Context: an optimization exercise on an open-source flow, tuned for small area and a short achievable clock period. The choices shown serve that exercise and are no tape-out recipe.
Only simulation tests tie the RTL to the original design; equivalence was not proved.
Some runs may be left out. An edit can pass the tests and still lose a function that they never use.

Fig. 1: run 1, cell classes on the final placement
Scale: 1 px per um. Fill, decap, tap and diode cells in gray.
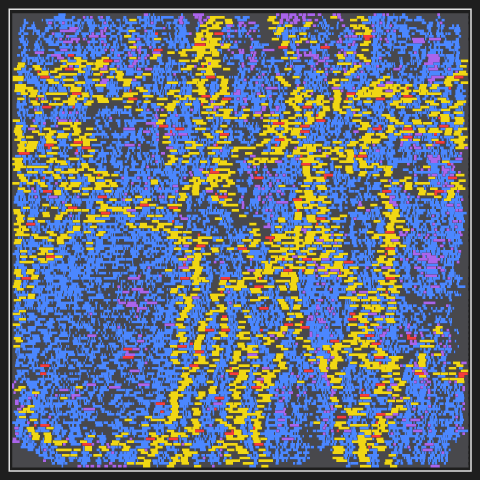
Fig. 2: run 1, clock wires, drivers and flops
Scale: 1 px per um.
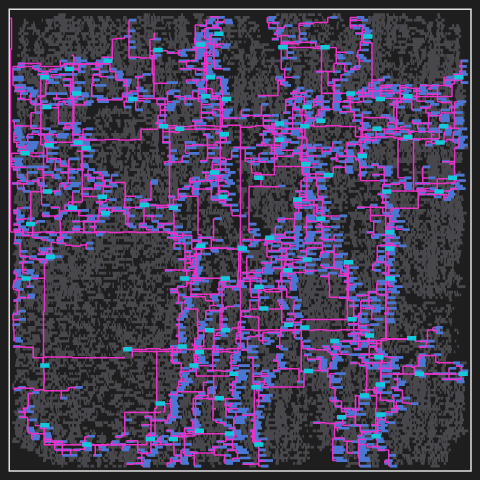
Fig. 3: run 1, the routed nets
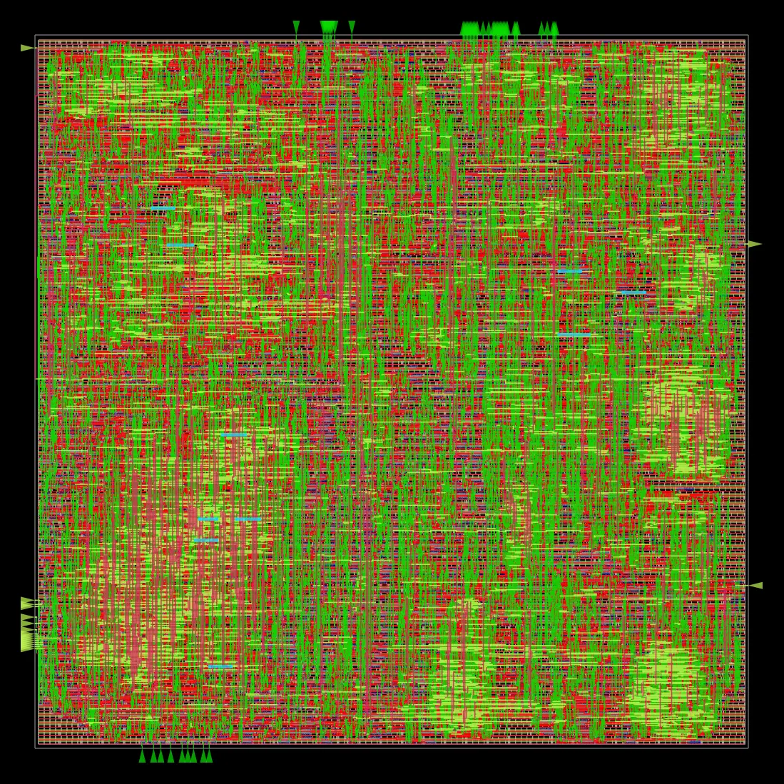
Fig. 4: run 1, zoomed window
Window x 220 to 240, y 312 to 332 um. Cells in gray, sequential cells in the stronger gray; small squares are vias.
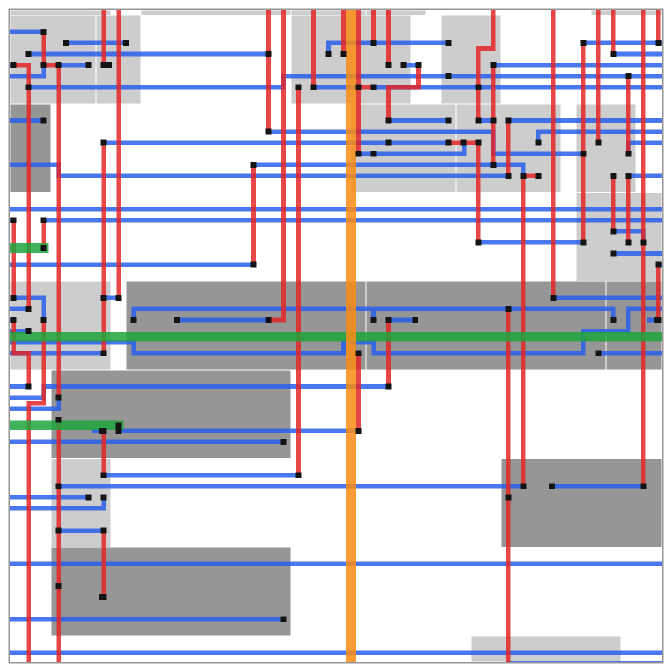
==> flow/design.v, too long to show whole: its modules and the start of the top module <==
// module mulc0: 372 lines
// module mulc1: 338 lines
// module mulc2: 254 lines
// module mulc3: 282 lines
// module pipe: 15 lines
// module fadd: 66 lines
// module sym4_dec_fir_fp32: 116 lines
// module vdelay: 18 lines
module sym4_dec_fir_fp32 #(
    parameter [31:0] DEC_H0 = 32'hbd9b2b0e,  
    parameter [31:0] DEC_H1 = 32'hbcf2c635,  
    parameter [31:0] DEC_H2 = 32'h3efec7e0,  
    parameter [31:0] DEC_H3 = 32'h3f4dc1d3,  
    parameter [31:0] DEC_H4 = 32'h3e9880d1,  
    parameter [31:0] DEC_H5 = 32'hbdcb339e,  
    parameter [31:0] DEC_H6 = 32'hbc4e80df,  
    parameter [31:0] DEC_H7 = 32'h3d03fc5f   
)(
    input         clk,
    input         rstn,
    input         din_valid,
    input  [31:0] din,
    output        dout_valid,
    output [31:0] dout
);
  // ...
==> flow/flow/run.sh <==
#!/bin/bash
set -euo pipefail
bash standard.sh SETUP_SLACK_MARGIN=5.75 finish > flow_make.log 2>&1
==> flow/standard.sh <==
#!/bin/bash
# synth_recipe.tcl (not shown) runs the flow's synth.tcl, then flattens the netlist and writes it again
# the make line also repeats each setting of config.mk as NAME=value (left out here)
make -C /OpenROAD-flow-scripts/flow DESIGN_CONFIG=/design/flow/config.mk WORK_HOME=/design/flow/orfs CLKGATE_MAP_FILE= SYNTH_SCRIPT=/design/flow/synth_recipe.tcl "${@:-finish}"
==> flow/config.mk <==
export PLATFORM = sky130hd
export DESIGN_NAME = sym4_dec_fir_fp32
export DESIGN_NICKNAME = sym4_dec_fir_fp32
export VERILOG_FILES = /design/flow/design.v
export SDC_FILE = /design/flow/constraint.sdc
export NUM_CORES = 4
export LEC_CHECK = 0
export CAP_MARGIN = 20
export CORE_MARGIN = 2
export CORE_UTILIZATION = 55
export CTS_CLUSTER_DIAMETER = 100
export CTS_CLUSTER_SIZE = 20
export PLACE_DENSITY = 0.7
export SLEW_MARGIN = 20
==> flow/constraint.sdc <==
create_clock -name core_clock -period 10.0 [get_ports {clk}]
set_input_delay 2.0000 -clock core_clock [delete_from_list [all_inputs] [get_ports {clk}]]
set_output_delay 2.0000 -clock core_clock [all_outputs]
set_load 0.01 [all_outputs]
==> results_dict.tcl, run 1 <==
set metrics [dict create \
    postRouteAntennaNets 0 \
    place_area_um2 118000 \
    yosysWarnings 12 \
    firstDrtPassIters 9 \
    rsz0062_at_grt "yes" \
    wirelength_um 391000 \
    clockBufferDepth 3 \
    crit_fanout 6 \
    finClkSkew_ns 0.0434 \
    hold_buffers 0 \
    multi_input_cells 9449 \
    die_h_um 460 \
    clock.fmax_mhz 214 \
    min_period_ns 4.67 \
    synth_most_common_cell "dfxtp_1" \
    setup_viol 0 \
    port-buffer-count 67 \
    dp.cells 15300 \
    worstSkewPairLatency_ns 0.78 \
    seqAreaFraction 0.277 \
    slew_viol_final 0 \
    syn_inst 12900 \
    path_clk_slew_ns 0.08 \
    die_x_um 460 \
    antenna_found_initial 18 \
    synth_area_um2 114000 \
    synth-seq-area-share 0.320 \
    rrSetupSlack_ns 5.33 \
    fin_ws_ns 5.33 \
    synth_common_cells "dfxtp_1 (1377), inv_1 (1186), nand2_1 (1154)" \
    grt_first_pass_wirelength_um 583000 \
    multiInputGateArea_um2 76100 \
    grt.overflow.total 0 \
    cts_tree "built" \
    critPathCaptureType "flop" \
    synth_area_leaders "dfxtp_1 (24%), ha_1 (9.7%), fa_1 (7.4%)" \
    inv_count 1214 \
    cts_buffers 101 \
    first_global_vias 95900 \
    slowest_stage "or4_4" \
    synth-compound-area-share 0.157 \
    status "no timing/DRC/antenna violations" \
    synthXorXnorAreaFrac 0.0525 \
    clock_sinks 1714 \
    syn_avg_cell_area_um2 8.86 \
    n_sequential_cell 1714 \
    yosysTopAreaCellShare 0.241 \
    path_cells "buf_12 > mux2_4 > mux4_2 > a21oi_2 > a211oi_2 > a21oi_1 > nor2_1 > xor2_1 > ha_2 > o21ai_1 > or2b_4 > buf_4 > nand3_2 > o21bai_4 > a211oi_2 > or4_4 > a311oi_2 > o21a_1 > o21a_1 > o41ai_2 > xnor2_1" \
]
About Fig. 1:
[yellow] sequential cells | cells: 1714 | share of their area: 28%
[red] clock drivers and dummy loads | cells: 175 | share of their area: 2.3%
[purple] remaining buffers and delay cells | cells: 795 | share of their area: 6.6%
[blue] combinational and other logic | cells: 10663 | share of their area: 63%

About Fig. 2:
[cyan] clock drivers | count: 101
[blue] flip-flops | count: 1714
[magenta] clock wires | length: 19200 um
flops lie: widely spread

About Fig. 3:
DR WL met2: 175000 um
GRT Total Usage: 0.354

About Fig. 4:
[blue] metal 1
[red] metal 2
[orange] metal 4
[green] metal 3
sequential cells in the window: 5
cells with their middle in the window: 15
most frequent: dfxtp_1 (5), xnor2_1 (2), a21oi_1 (2)

==> run 1: repair_timing <==
action,4_1_cts,5_1_grt
pin swaps,257,406
gates resized for setup,678,635
endpoints found under the hold margin,0,0
gates cloned,66,32
endpoints found under the setup margin,689,380
setup buffers,300,262
==> run 1: cell usage in the layout (no fill, tap or decap), drive strengths merged, types with 401 or more instances in the layout <==
| master | count |
|---|---|
| o21ai | 748 |
| mux2i | 401 |
| inv | 1189 |
| buf | 680 |
| dfxtp | 1377 |
| nor2 | 1142 |
| a21oi | 799 |
| xnor2 | 441 |
| nand2 | 1156 |
| fa | 425 |
| ha | 885 |
==> run 1: layer usage <==
layer  up-vias  track usage
met4        20        0.161
met3      1212       0.0571
li1      45500            -
met5         -            0
met1     48000        0.474
met2      4845        0.561
==> run 1: worst max-delay path, delay by kind of cell, from the launching register on <==
family,cells,cell delay (ns)
xor gates and xnor gates,2,0.36
AOI/OAI and AO/OA,10,1.45
buffers and inverters,2,0.27
adders and majority gates,1,0.36
DFF,1,0.44
and+or+nand+nor,4,0.89
muxes,2,0.79
==> inputs of run 2 (changes only) <==
==> flow/flow/run.sh (replaced) <==
#!/bin/bash
set -euo pipefail
bash standard.sh SETUP_SLACK_MARGIN=5.25 finish > flow_make.log 2>&1
Fig. 5: run 2, the routed nets
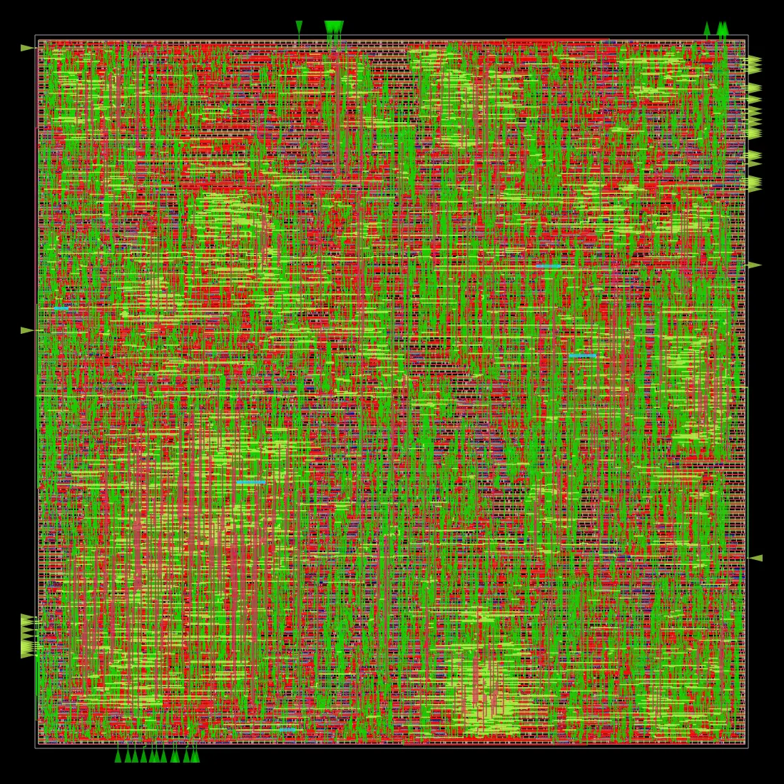
vias: 96400
final WL: 375000 um
Wirelength per Cell: 23.8 um
met1 wire length: 160000 um
met3 WL post-DR: 27200 um

Fig. 6: run 2, cell classes on the final placement
Scale: 1 px per um. Fill, decap, tap and diode cells in gray.
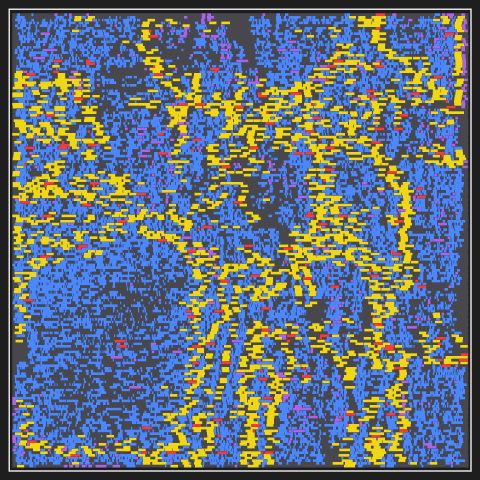
[purple] remaining buffers and delay cells | cells: 445 | share of their area: 3.8%
[yellow] sequential cells | cells: 1714 | share of their area: 30%
[blue] combinational and other logic | cells: 10647 | share of their area: 64%
[red] clock drivers and dummy loads | cells: 180 | share of their area: 2.6%

==> run 2 against run 1 <==
Fmax fell by 1.6%. Non-clock buffer count fell by 350. Still clean. First-iteration DRC count fell by 5.0%. Area after synthesis did not move. Final cell count fell by 2.2%. Largest cell class unchanged. Critical path type unchanged. Via count fell by 3.3%. Register-to-register slack got worse by 0.08 ns. Worst setup slack got worse by 0.076 ns.
==> results_dict.tcl, run 2 <==
set metrics [dict create \
    die_h_um 460 \
    busiest_layer "met2" \
    nets 14300 \
    synth_most_common_cell "dfxtp_1" \
    multiInputGateArea_um2 73100 \
    clockBufferDepth 3 \
    rrSetupSlack_ns 5.25 \
    synth-compound-area-share 0.157 \
    port-buffer-count 67 \
    hold_buffers 0 \
    met2_usage 0.543 \
    synthXorXnorAreaFrac 0.0525 \
    min_period_ns 4.75 \
    dp.cells 15300 \
    synth_area_um2 114000 \
    crit_fanout 6 \
    rsz0062_at_grt "yes" \
    place.gp.congestion 1.00 \
    die_x_um 460 \
    slew_viol_final 0 \
    grt.overflow.total 0 \
    syn_avg_cell_area_um2 8.86 \
    synth_common_cells "dfxtp_1 (1377), inv_1 (1186), nand2_1 (1154)" \
    cts_buffers 103 \
    final_cell_mix "dfxtp_1 (1343), inv_1 (1163), nand2_1 (1140)" \
    path_depth 21 \
    slowest_stage "mux4_2" \
    clock.fmax_mhz 211 \
    place_area_um2 117000 \
    cp_num_buf_inv 1 \
    cp-start-kind "flop" \
    n_sequential_cell 1714 \
    final-seq-area_um2 36700 \
    yosysWarnings 12 \
    clkbuf_count 156 \
    finClkSkew_ns 0.0558 \
    cp_top_family "compound AO/OA/AOI/OAI gates" \
    grt_first_pass_wirelength_um 563000 \
    first_global_vias 92600 \
    final_common_cell "dfxtp_1" \
    inv_count 1210 \
    path_cells "buf_12 > mux2_4 > mux4_2 > a21oi_2 > a211oi_2 > a21oi_1 > nor2_1 > xor2_1 > ha_1 > o21ai_2 > or2b_4 > nand4_1 > nor2_2 > a211oi_4 > o41ai_4 > a21oi_2 > o21ai_2 > o41a_1 > a211o_1 > a21o_1 > xor2_2" \
    synth_area_leaders "dfxtp_1 (24%), ha_1 (9.7%), fa_1 (7.4%)" \
    antenna_found_initial 18 \
    fillers 18000 \
    floorplan.initialDensity 0.553 \
    multi_input_cells 9437 \
    setup_viol 0 \
    status "no timing/DRC/antenna violations" \
    postRouteAntennaNets 0 \
    critPathCaptureType "flop" \
    hp-class "reg -> reg" \
    dr_wl_met2_um 168000 \
    worstSkewPairLatency_ns 0.80 \
    seqAreaFraction 0.292 \
    synth-seq-area-share 0.320 \
    fin_ws_ns 5.25 \
]
Fig. 7: run 2, congestion heat map
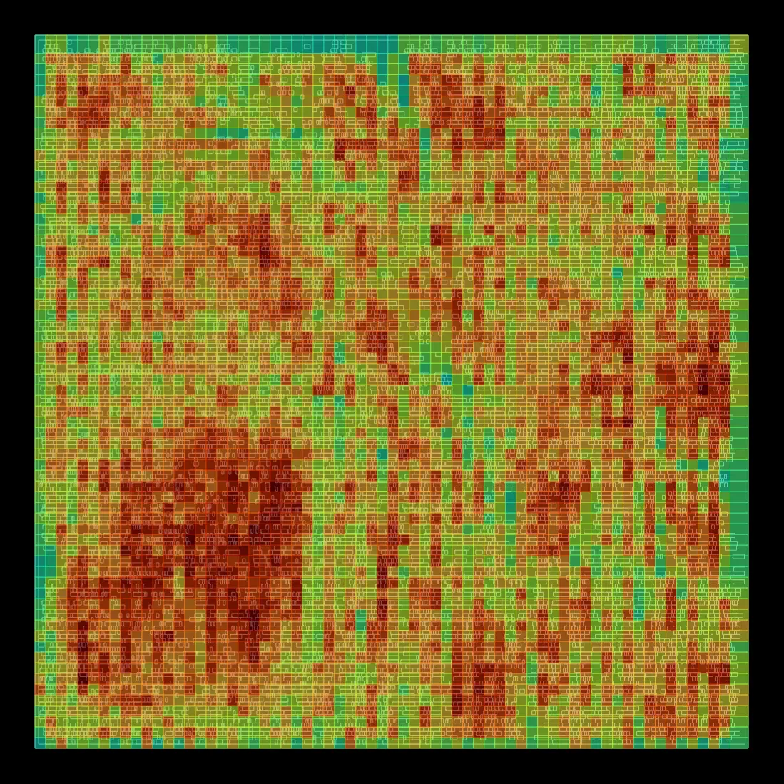
GRT Total Usage: 0.342
met3 Track Usage GR: 0.0498

Fig. 8: run 2, zoomed window
Window x 220 to 240, y 312 to 332 um. Cells in gray, sequential cells in the stronger gray; small squares are vias.
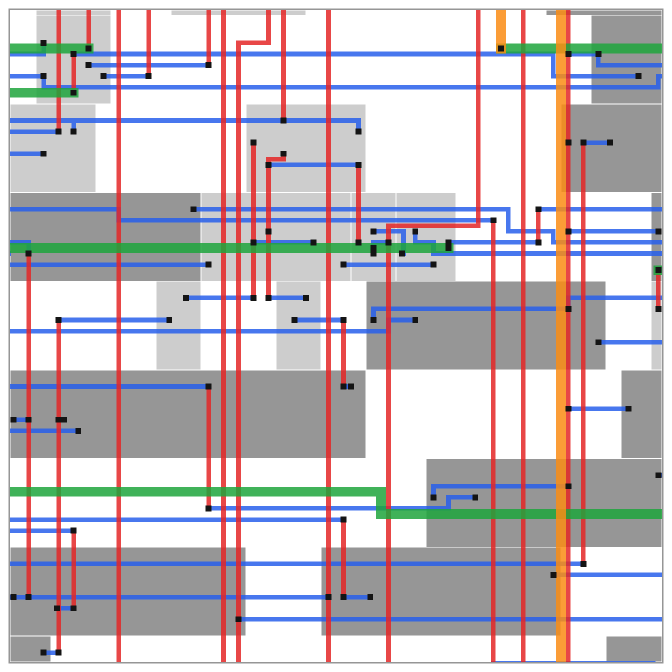
[orange] metal 4
[green] metal 3
[red] metal 2
[blue] metal 1
sequential cells in the window: 6
most frequent: dfxtp_1 (5), inv_1 (2)
cells with their middle in the window: 14

run 2: changes by cell type in the layout (fill, tap and decap cells not counted), sizes merged:
cell,delta
dlymetal6s2s,-1
nor2,-2
or4,-1
clkinv,-5
clkinvlp,-4
a41oi,-2
buf,-327
nand3,-2
bufbuf,-16
or2,-4
clkbuf,-10
inv,+9
a21oi,-1
clkdlybuf4s50,+5
run 2: logic make-up (layout without fill, tap and decap cells):
logic type | Yosys count | count (layout)
AO/OA/AOI/OAI | 2830 | 2834
other | 0 | 3
flip-flops | 1714 | 1714
AND/OR/NAND/NOR | 3781 | 3791
buffers and inverters | 1782 | 1835
multiplexers | 814 | 814
adder cells (fa/ha/maj) | 1312 | 1312
XOR/XNOR | 686 | 686
run 2: repair_timing:
action                                 CTS  global route
endpoints found under the hold margin    0             0
pin swaps                               60           144
resized for setup                      301           339
buffers inserted                        77           162
setup endpoints to repair              441           351
gates cloned                            27            25
==> inputs of run 3 (changes only) <==
==> flow/flow/run.sh (replaced) <==
#!/bin/bash
set -euo pipefail
bash standard.sh SETUP_SLACK_MARGIN=5.5 finish > flow_make.log 2>&1
--- a/flow/config.mk
+++ b/flow/config.mk
@@ -7,8 +7,8 @@
 export LEC_CHECK = 0
 export CAP_MARGIN = 20
 export CORE_MARGIN = 2
-export CORE_UTILIZATION = 55
+export CORE_UTILIZATION = 60
 export CTS_CLUSTER_DIAMETER = 100
 export CTS_CLUSTER_SIZE = 20
-export PLACE_DENSITY = 0.7
+export PLACE_DENSITY = 0.75
 export SLEW_MARGIN = 20
Fig. 9: run 3, clock wires, drivers and flops
Scale: 1 px per um.
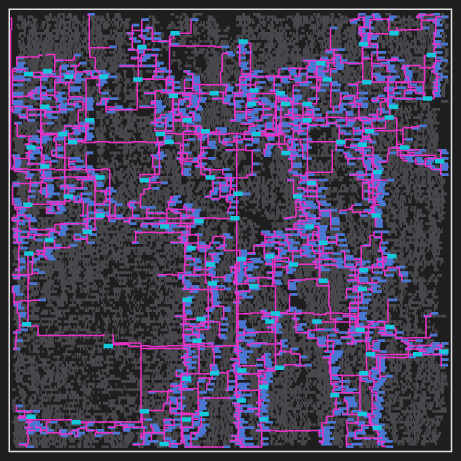
[cyan] clock drivers | count: 102
[blue] flip-flops | count: 1714
[magenta] clock wires | length: 18500 um
flops lie: widely spread

Fig. 10: run 3, the routed nets
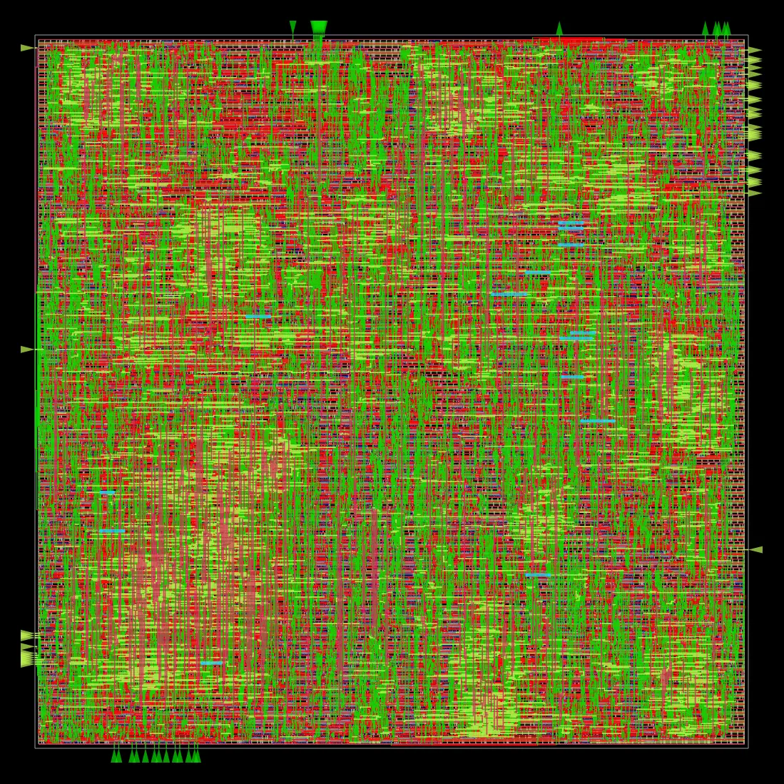
GRT Total Usage: 0.370
vias: 99100
met1 wire length: 154000 um
Top Metal Used: met5

Fig. 11: run 3, congestion heat map
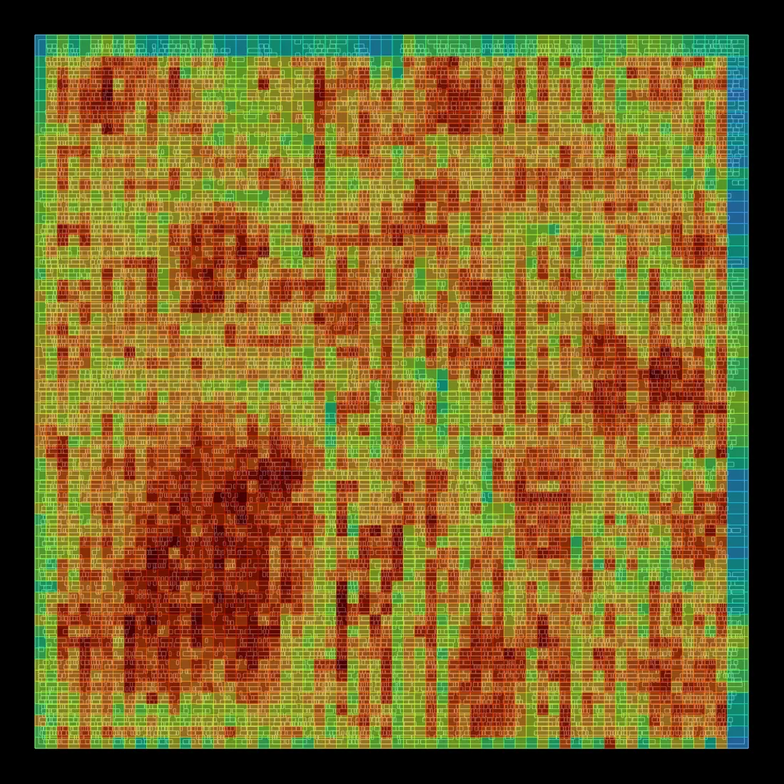
Wirelength per Cell: 24.1 um
GRT met2 Usage: 0.581
grt met1 use: 0.496

Fig. 12: run 3, cell classes on the final placement
Scale: 1 px per um. Fill, decap, tap and diode cells in gray.
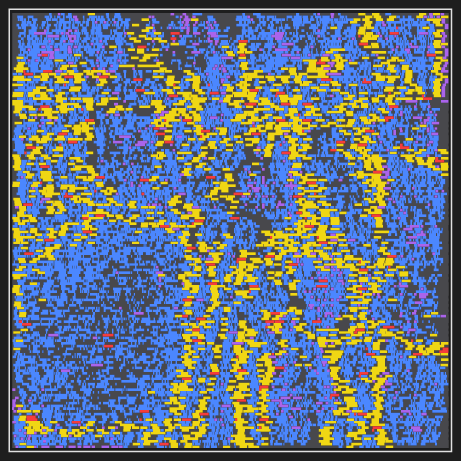
[yellow] sequential cells | cells: 1714 | share of their area: 29%
[red] clock drivers and dummy loads | cells: 175 | share of their area: 2.5%
[blue] combinational and other logic | cells: 10657 | share of their area: 63%
[purple] remaining buffers and delay cells | cells: 621 | share of their area: 5.1%

==> run 3 against run 2 <==
Sequential share of layout area fell by 0.61 points. Register-to-register slack gained 0.07 ns. Critical path type unchanged. Wire length up 0.68%. Via count is 2.8% higher. Final cell count shrank 0.61%. Critical path depth rose by 1. Flip-flop and latch count is the same. Hold slack better by 0.0043 ns. Highest routed layer unchanged.
==> results_dict.tcl, run 3 <==
set metrics [dict create \
    min_period_ns 4.68 \
    worstSkewPairLatency_ns 0.79 \
    clock.fmax_mhz 214 \
    rsz0062_at_grt "yes" \
    synth_most_common_cell "dfxtp_1" \
    fin_ws_ns 5.32 \
    clkbuf_count 153 \
    setup_viol 0 \
    inv_count 1213 \
    synth_area_um2 114000 \
    place.gp.congestion 1.04 \
    crit_fanout 6 \
    yosysWarnings 12 \
    first_global_vias 94500 \
    status "no timing/DRC/antenna violations" \
    antenna_found_initial 18 \
    hold_buffers 0 \
    n_sequential_cell 1714 \
    busiest_layer "met2" \
    final_common_cell "dfxtp_1" \
    clockBufferDepth 3 \
    postCtsSetupRepairBufs 168 \
    slew_viol_final 0 \
    ctsResizeCount 446 \
    multi_input_cells 9444 \
    wirelength_um 377000 \
    cp-start-kind "flop" \
    die_h_um 441 \
    dr_wl_met2_um 167000 \
    multiInputGateArea_um2 74300 \
    postRouteAntennaNets 0 \
    die_x_um 441 \
    critPathCaptureType "flop" \
    synth_common_cells "dfxtp_1 (1377), inv_1 (1186), nand2_1 (1154)" \
    seqAreaFraction 0.286 \
    final_cell_mix "dfxtp_1 (1326), inv_1 (1161), nand2_1 (1132)" \
    fillers 15100 \
    port-buffer-count 67 \
    use_met3 0.0630 \
    finClkSkew_ns 0.0406 \
]
-- run 3: cell counts after synthesis --
Identical to the previous run, type by type.
-- run 3: worst max-delay path, cell delays in order, from the launching register on --
cell	delay, ns
dfxtp_4	0.44
buf_12	0.16
mux2_4	0.31
nor2_1	0.09
a21oi_1	0.07
mux2_4	0.30
a21oi_2	0.13
o32a_1	0.14
a21oi_1	0.05
xor2_1	0.18
ha_1	0.34
o21ai_1	0.14
or2b_4	0.28
nand4_1	0.17
nor2_2	0.08
a211oi_4	0.28
o41ai_2	0.11
a21oi_2	0.21
o21ai_2	0.11
o41a_1	0.34
a211o_1	0.31
a21o_1	0.18
xor2_1	0.13
-- run 3: logic make-up after synthesis --
group	share of synthesized area
AOI/OAI and AO/OA	0.157
and+or+nand+nor	0.154
xor gates and xnor gates	0.0525
muxes	0.0836
adders and majority gates	0.171
DFF	0.320
buffers and inverters	0.0614
-- run 3: through the flow --
stage	cells	util	cell area (um^2)
floorplan	12900	-	115000
global placement	15000	0.617	117000
detailed placement	15000	0.617	117000
CTS	15400	0.654	124000
global route	15700	0.678	129000
finish	15700	0.678	129000
==> inputs of run 4 (changes only) <==
--- a/flow/design.v
+++ b/flow/design.v
@@ -1283,35 +1283,56 @@
     wire nanr  = nan_a | nan_b | (inf_a & inf_b & (a[31] ^ b[31]));
     wire infr  = inf_a | inf_b;
     wire sgn   = zz ? (a[31] | b[31]) : big[31];
-    wire [23:0] mb1, ms1; wire [7:0] sh1; wire sub1, sgn1, nan1, inf1, zz1; wire [7:0] eb1;
-    pipe #(.W(24+24+8+5+8), .EN(R1)) u_p1(clk, {mb, ms, sh, sub, sgn, nanr, infr, zz, eb},
-                                          {mb1, ms1, sh1, sub1, sgn1, nan1, inf1, zz1, eb1});
-    wire [25:0] t    = {ms1, 2'b00} >> sh1;
     reg st;
     integer j;
     always @* begin
         st = 1'b0;
         for (j = 0; j < 24; j = j + 1)
-            if (ms1[j] && sh1 >= j + 3 && sh1 <= j + 24) st = 1'b1;
+            if (ms[j] && sh >= j + 3 && sh <= j + 24) st = 1'b1;
     end
+    wire [25:0] t8   = {ms, 2'b00} >> {sh[7:3], 3'b000};
+    wire [23:0] mb1; wire [25:0] t81; wire [2:0] sh1; wire st1, sub1, sgn1, nan1, inf1, zz1; wire [7:0] eb1;
+    pipe #(.W(24+26+3+6+8), .EN(R1)) u_p1(clk, {mb, t8, sh[2:0], st, sub, sgn, nanr, infr, zz, eb},
+                                          {mb1, t81, sh1, st1, sub1, sgn1, nan1, inf1, zz1, eb1});
+    wire [25:0] t    = t81 >> sh1;
     wire [25:0] tt1  = sub1 ? ~t : t;
-    wire        ci1  = sub1 & ~st;
+    wire        ci1  = sub1 & ~st1;
     wire [27:0] rs = {1'b0, mb1, 2'b00, ci1} + {1'b0, {1'b0, tt1} | {sub1, 26'h0}, ci1};
     wire [26:0] r  = rs[27:1];
     wire [8:0]  ep = {1'b0, eb1} + 9'd1;
     wire [26:0] r2; wire sgn2, nan2, inf2, zz2; wire [8:0] ep2;
     pipe #(.W(27+4+9), .EN(R2)) u_p2(clk, {r, sgn1, nan1, inf1, zz1, ep}, {r2, sgn2, nan2, inf2, zz2, ep2});
-    wire        z4 = ~(|r2[26:11]);
+    wire [31:0] v   = {r2, 5'h0};
+    wire [15:0] g2;
+    wire [7:0]  g4;
+    wire [3:0]  g8;
+    wire [1:0]  g16;
+    genvar gi;
+    generate
+        for (gi = 0; gi < 16; gi = gi + 1) begin : g_or2
+            assign g2[gi] = v[2*gi+1] | v[2*gi];
+        end
+        for (gi = 0; gi < 8; gi = gi + 1) begin : g_or4
+            assign g4[gi] = g2[2*gi+1] | g2[2*gi];
+        end
+        for (gi = 0; gi < 4; gi = gi + 1) begin : g_or8
+            assign g8[gi] = g4[2*gi+1] | g4[2*gi];
+        end
+        for (gi = 0; gi < 2; gi = gi + 1) begin : g_or16
+            assign g16[gi] = g8[2*gi+1] | g8[2*gi];
+        end
+    endgenerate
+    wire        z4 = ~g16[1];
+    wire        z3 = ~g8[{~z4, 1'b1}];
+    wire        z2 = ~g4[{~z4, ~z3, 1'b1}];
+    wire        z1 = ~g2[{~z4, ~z3, ~z2, 1'b1}];
+    wire        z0 = ~v[{~z4, ~z3, ~z2, ~z1, 1'b1}];
+    wire [4:0]  lz = {z4, z3, z2, z1, z0};
     wire [26:0] n4 = z4 ? {r2[10:0], 16'h0} : r2;
-    wire        z3 = ~(|n4[26:19]);
     wire [26:0] n3 = z3 ? {n4[18:0], 8'h0} : n4;
-    wire        z2 = ~(|n3[26:23]);
     wire [26:0] n2 = z2 ? {n3[22:0], 4'h0} : n3;
-    wire        z1 = ~(|n2[26:25]);
     wire [26:0] n1 = z1 ? {n2[24:0], 2'h0} : n2;
-    wire        z0 = ~n1[26];
     wire [26:0] rn = z0 ? {n1[25:0], 1'h0} : n1;
-    wire [4:0]  lz = {z4, z3, z2, z1, z0};
     wire        zr = (r2[26:2] == 25'h0);               
     wire [7:0]  e8   = ep2[7:0] - {3'h0, lz};
     wire        ez   = (ep2 == {4'h0, lz});
--- a/flow/config.mk
+++ b/flow/config.mk
@@ -7,8 +7,8 @@
 export LEC_CHECK = 0
 export CAP_MARGIN = 20
 export CORE_MARGIN = 2
-export CORE_UTILIZATION = 60
+export CORE_UTILIZATION = 55
 export CTS_CLUSTER_DIAMETER = 100
 export CTS_CLUSTER_SIZE = 20
-export PLACE_DENSITY = 0.75
+export PLACE_DENSITY = 0.7
 export SLEW_MARGIN = 20
Fig. 13: run 4, zoomed window
Window x 220 to 240, y 312 to 332 um. Cells in gray, sequential cells in the stronger gray; small squares are vias.
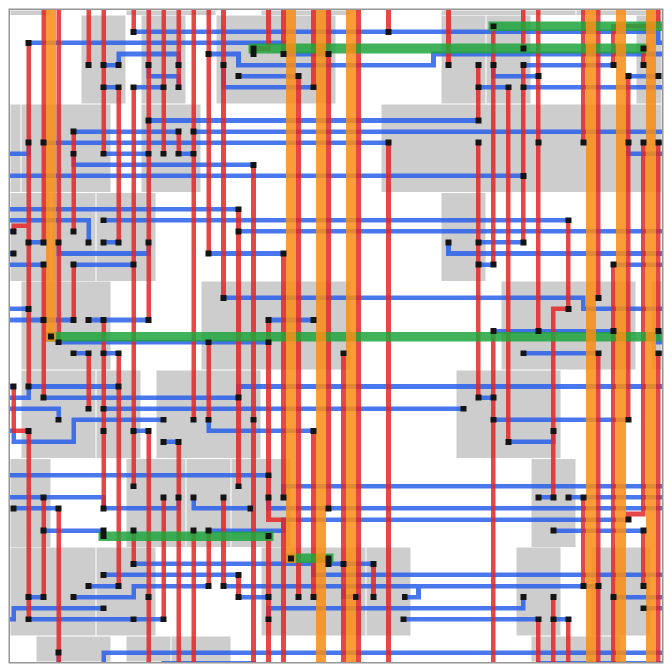
[green] metal 3
[blue] metal 1
[orange] metal 4
[red] metal 2
most frequent: nand2_1 (7), a21oi_1 (4), nor2_1 (3)
sequential cells in the window: 0
cells with their middle in the window: 28

Fig. 14: run 4, pin map
Scale: 1 px per um. Pins as bars across the die edge, other pins in gray.
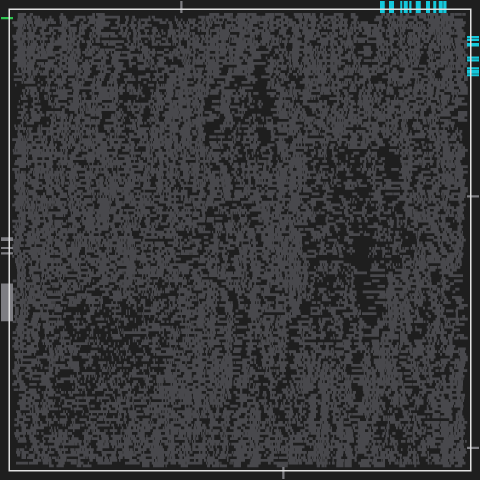
[green] clk | pins: 1 | direction: input | edge: left
[cyan] dout | pins: 32 | direction: output | edge: 22 top, 10 right

==> run 4 against run 3 <==
Final cell count increased by 2.3%. Highest routed layer unchanged. Critical path type unchanged. Clock skew decreased by 0.010 ns. Core utilization decreased by 4.2 points. Die area increased by 8.9%. Non-clock buffer count increased by 16. Critical path depth increased by 2.
==> results_dict.tcl, run 4 <==
set metrics [dict create \
    status "no timing/DRC/antenna violations" \
    port-buffer-count 67 \
    wirelength_um 398000 \
    antenna_found_initial 12 \
    path_cells "or4_4 > a21boi_2 > nand2b_4 > o21a_4 > clkinv_8 > nand2_2 > o311ai_1 > a222oi_1 > bufbuf_16 > mux2i_4 > mux2_4 > o21ai_2 > a221o_1 > buf_12 > ha_4 > nor2b_1 > o21a_1 > o21ai_2 > nand2b_1 > a21oi_2 > nor3b_1 > a31o_2 > or3_4 > a2111oi_4" \
    wl_met1_um 163000 \
    synth_area_um2 114000 \
    synthXorXnorAreaFrac 0.0506 \
    stdcell_area_um2 131000 \
    cp_num_buf_inv 3 \
    place_area_um2 118000 \
    postCtsSetupRepairBufs 233 \
    hold_buffers 0 \
    dp.cells 15400 \
    crit_fanout 6 \
    worstSkewPairLatency_ns 0.81 \
    final_common_cell "dfxtp_1" \
    clockBufferDepth 3 \
    synth-compound-area-share 0.158 \
    critPathCaptureType "flop" \
    yosysWarnings 12 \
    dr_wl_met2_um 180000 \
    path_depth 24 \
    finClkSkew_ns 0.0304 \
    synth_top_family_by_area "adder cells" \
    crit_top_cell "o21ai_2" \
    postRouteAntennaNets 0 \
    cp-start-kind "flop" \
]
Fig. 15: run 4, congestion heat map
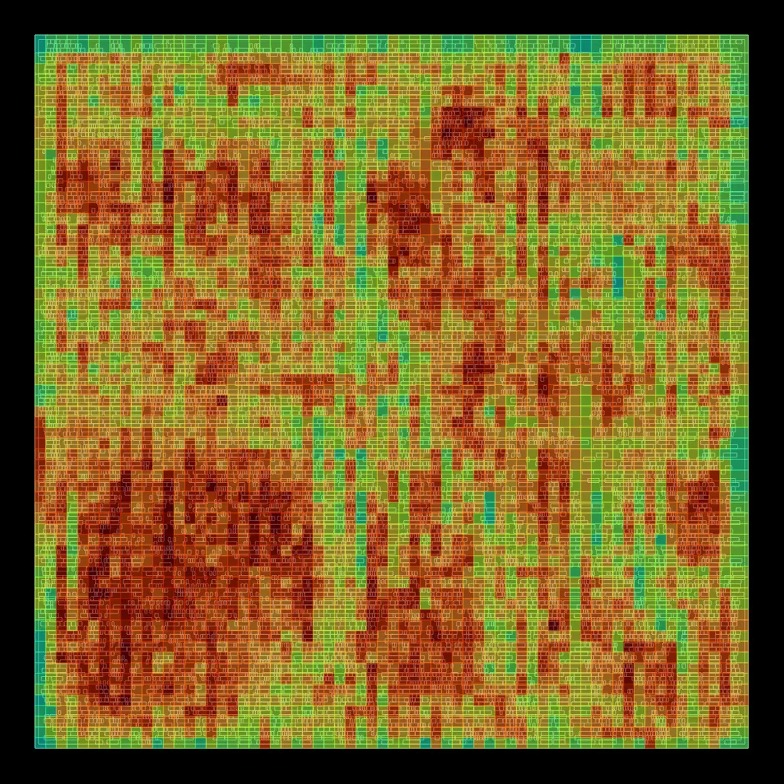
fin util: 0.636
GRT Max-Usage Layer: met2

Fig. 16: run 4, cell classes on the final placement
Scale: 1 px per um. Fill, decap, tap and diode cells in gray.
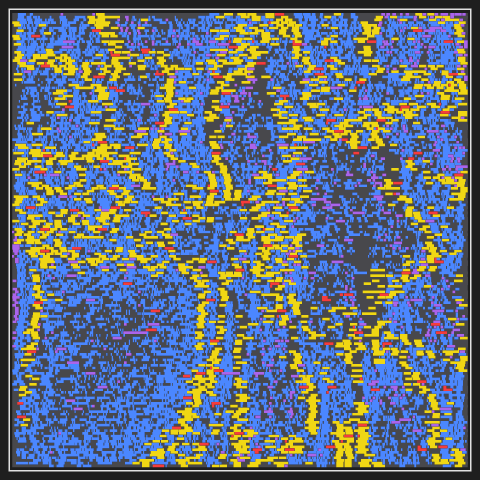
[yellow] sequential cells | cells: 1702 | share of their area: 29%
[purple] remaining buffers and delay cells | cells: 637 | share of their area: 5.4%
[blue] combinational and other logic | cells: 10830 | share of their area: 64%
[red] clock drivers and dummy loads | cells: 163 | share of their area: 2.3%

==> run 4: changes by cell type in the layout (fill, tap and decap cells not counted), sizes merged, moves of 26 or more <==
cell,delta
a21o,-114
and2,+26
mux2,-128
mux2i,+137
nand2,+88
nand3,-53
nand4,-33
nor2,+96
nor3,+27
nor4,+34
o21a,+54
o21ai,+54
==> run 4: worst register-to-register path: cells and delay by family (launching register included) <==
| family | cells | cell delay (ns) |
|---|---|---|
| multiplexers | 2 | 0.36 |
| flip-flops | 1 | 0.35 |
| AND/OR/NAND/NOR | 7 | 1.34 |
| buffers and inverters | 3 | 0.53 |
| AO/OA/AOI/OAI | 11 | 2.00 |
| adder cells (fa/ha/maj) | 1 | 0.11 |
==> run 4: area by class of cell <==
cell class,instances,area share
Timing Repair Buffer,637,0.0529
Clock inverter,19,0.00206
Timing Repair inverter,8,0.000533
Sequential cell,1702,0.278
Antenna cell,11,0.000209
Multi-Input combinational cell,9647,0.584
Inverter,1175,0.0351
Clock buffer,144,0.0207
Tap cell,2704,0.0257
==> run 4: layer usage <==
layer,GRT usage,vias to the layer above
met4,0.189,6
met3,0.0519,1118
met5,0,-
li1,-,45800
met2,0.577,4509
met1,0.471,48600

## afterwards: timing with drivers on the ports
In the flow no input, the clock included, has a driving cell. The finished layouts below were timed again as built, in two steps.
Step 1 assumes that a clkbuf_16 drives the clock port and a buf_2 every other input.
Step 2, shift: input delay + t, output delay - t, t = (earliest + latest rising clock arrival at the registers) / 2. This alone moves slack from input paths to output paths.
Three values: ideal ports, drivers, drivers and shift; two values: the first two.
run | t (ns) | slack for setup (ns) | worst register clock-pin slew, ns | worst slew at a driven data input, ns
run 1 | 0.855 | 5.329 / 5.329 / 5.084 | 0.10 / 0.10 | 0.05
run 2 | 0.867 | 5.252 / 5.252 / 4.580 | 0.09 / 0.09 | 0.18
run 3 | 0.857 | 5.319 / 5.319 / 4.777 | 0.09 / 0.09 | 0.06
run 4 | 0.883 | 5.190 / 5.190 / 4.879 | 0.09 / 0.09 | 0.08
After both steps setup and hold are still met in every run listed. For run 2, which loses most, drivers alone change the setup slack by 0.000 ns; drivers and shift together by -0.672 ns.
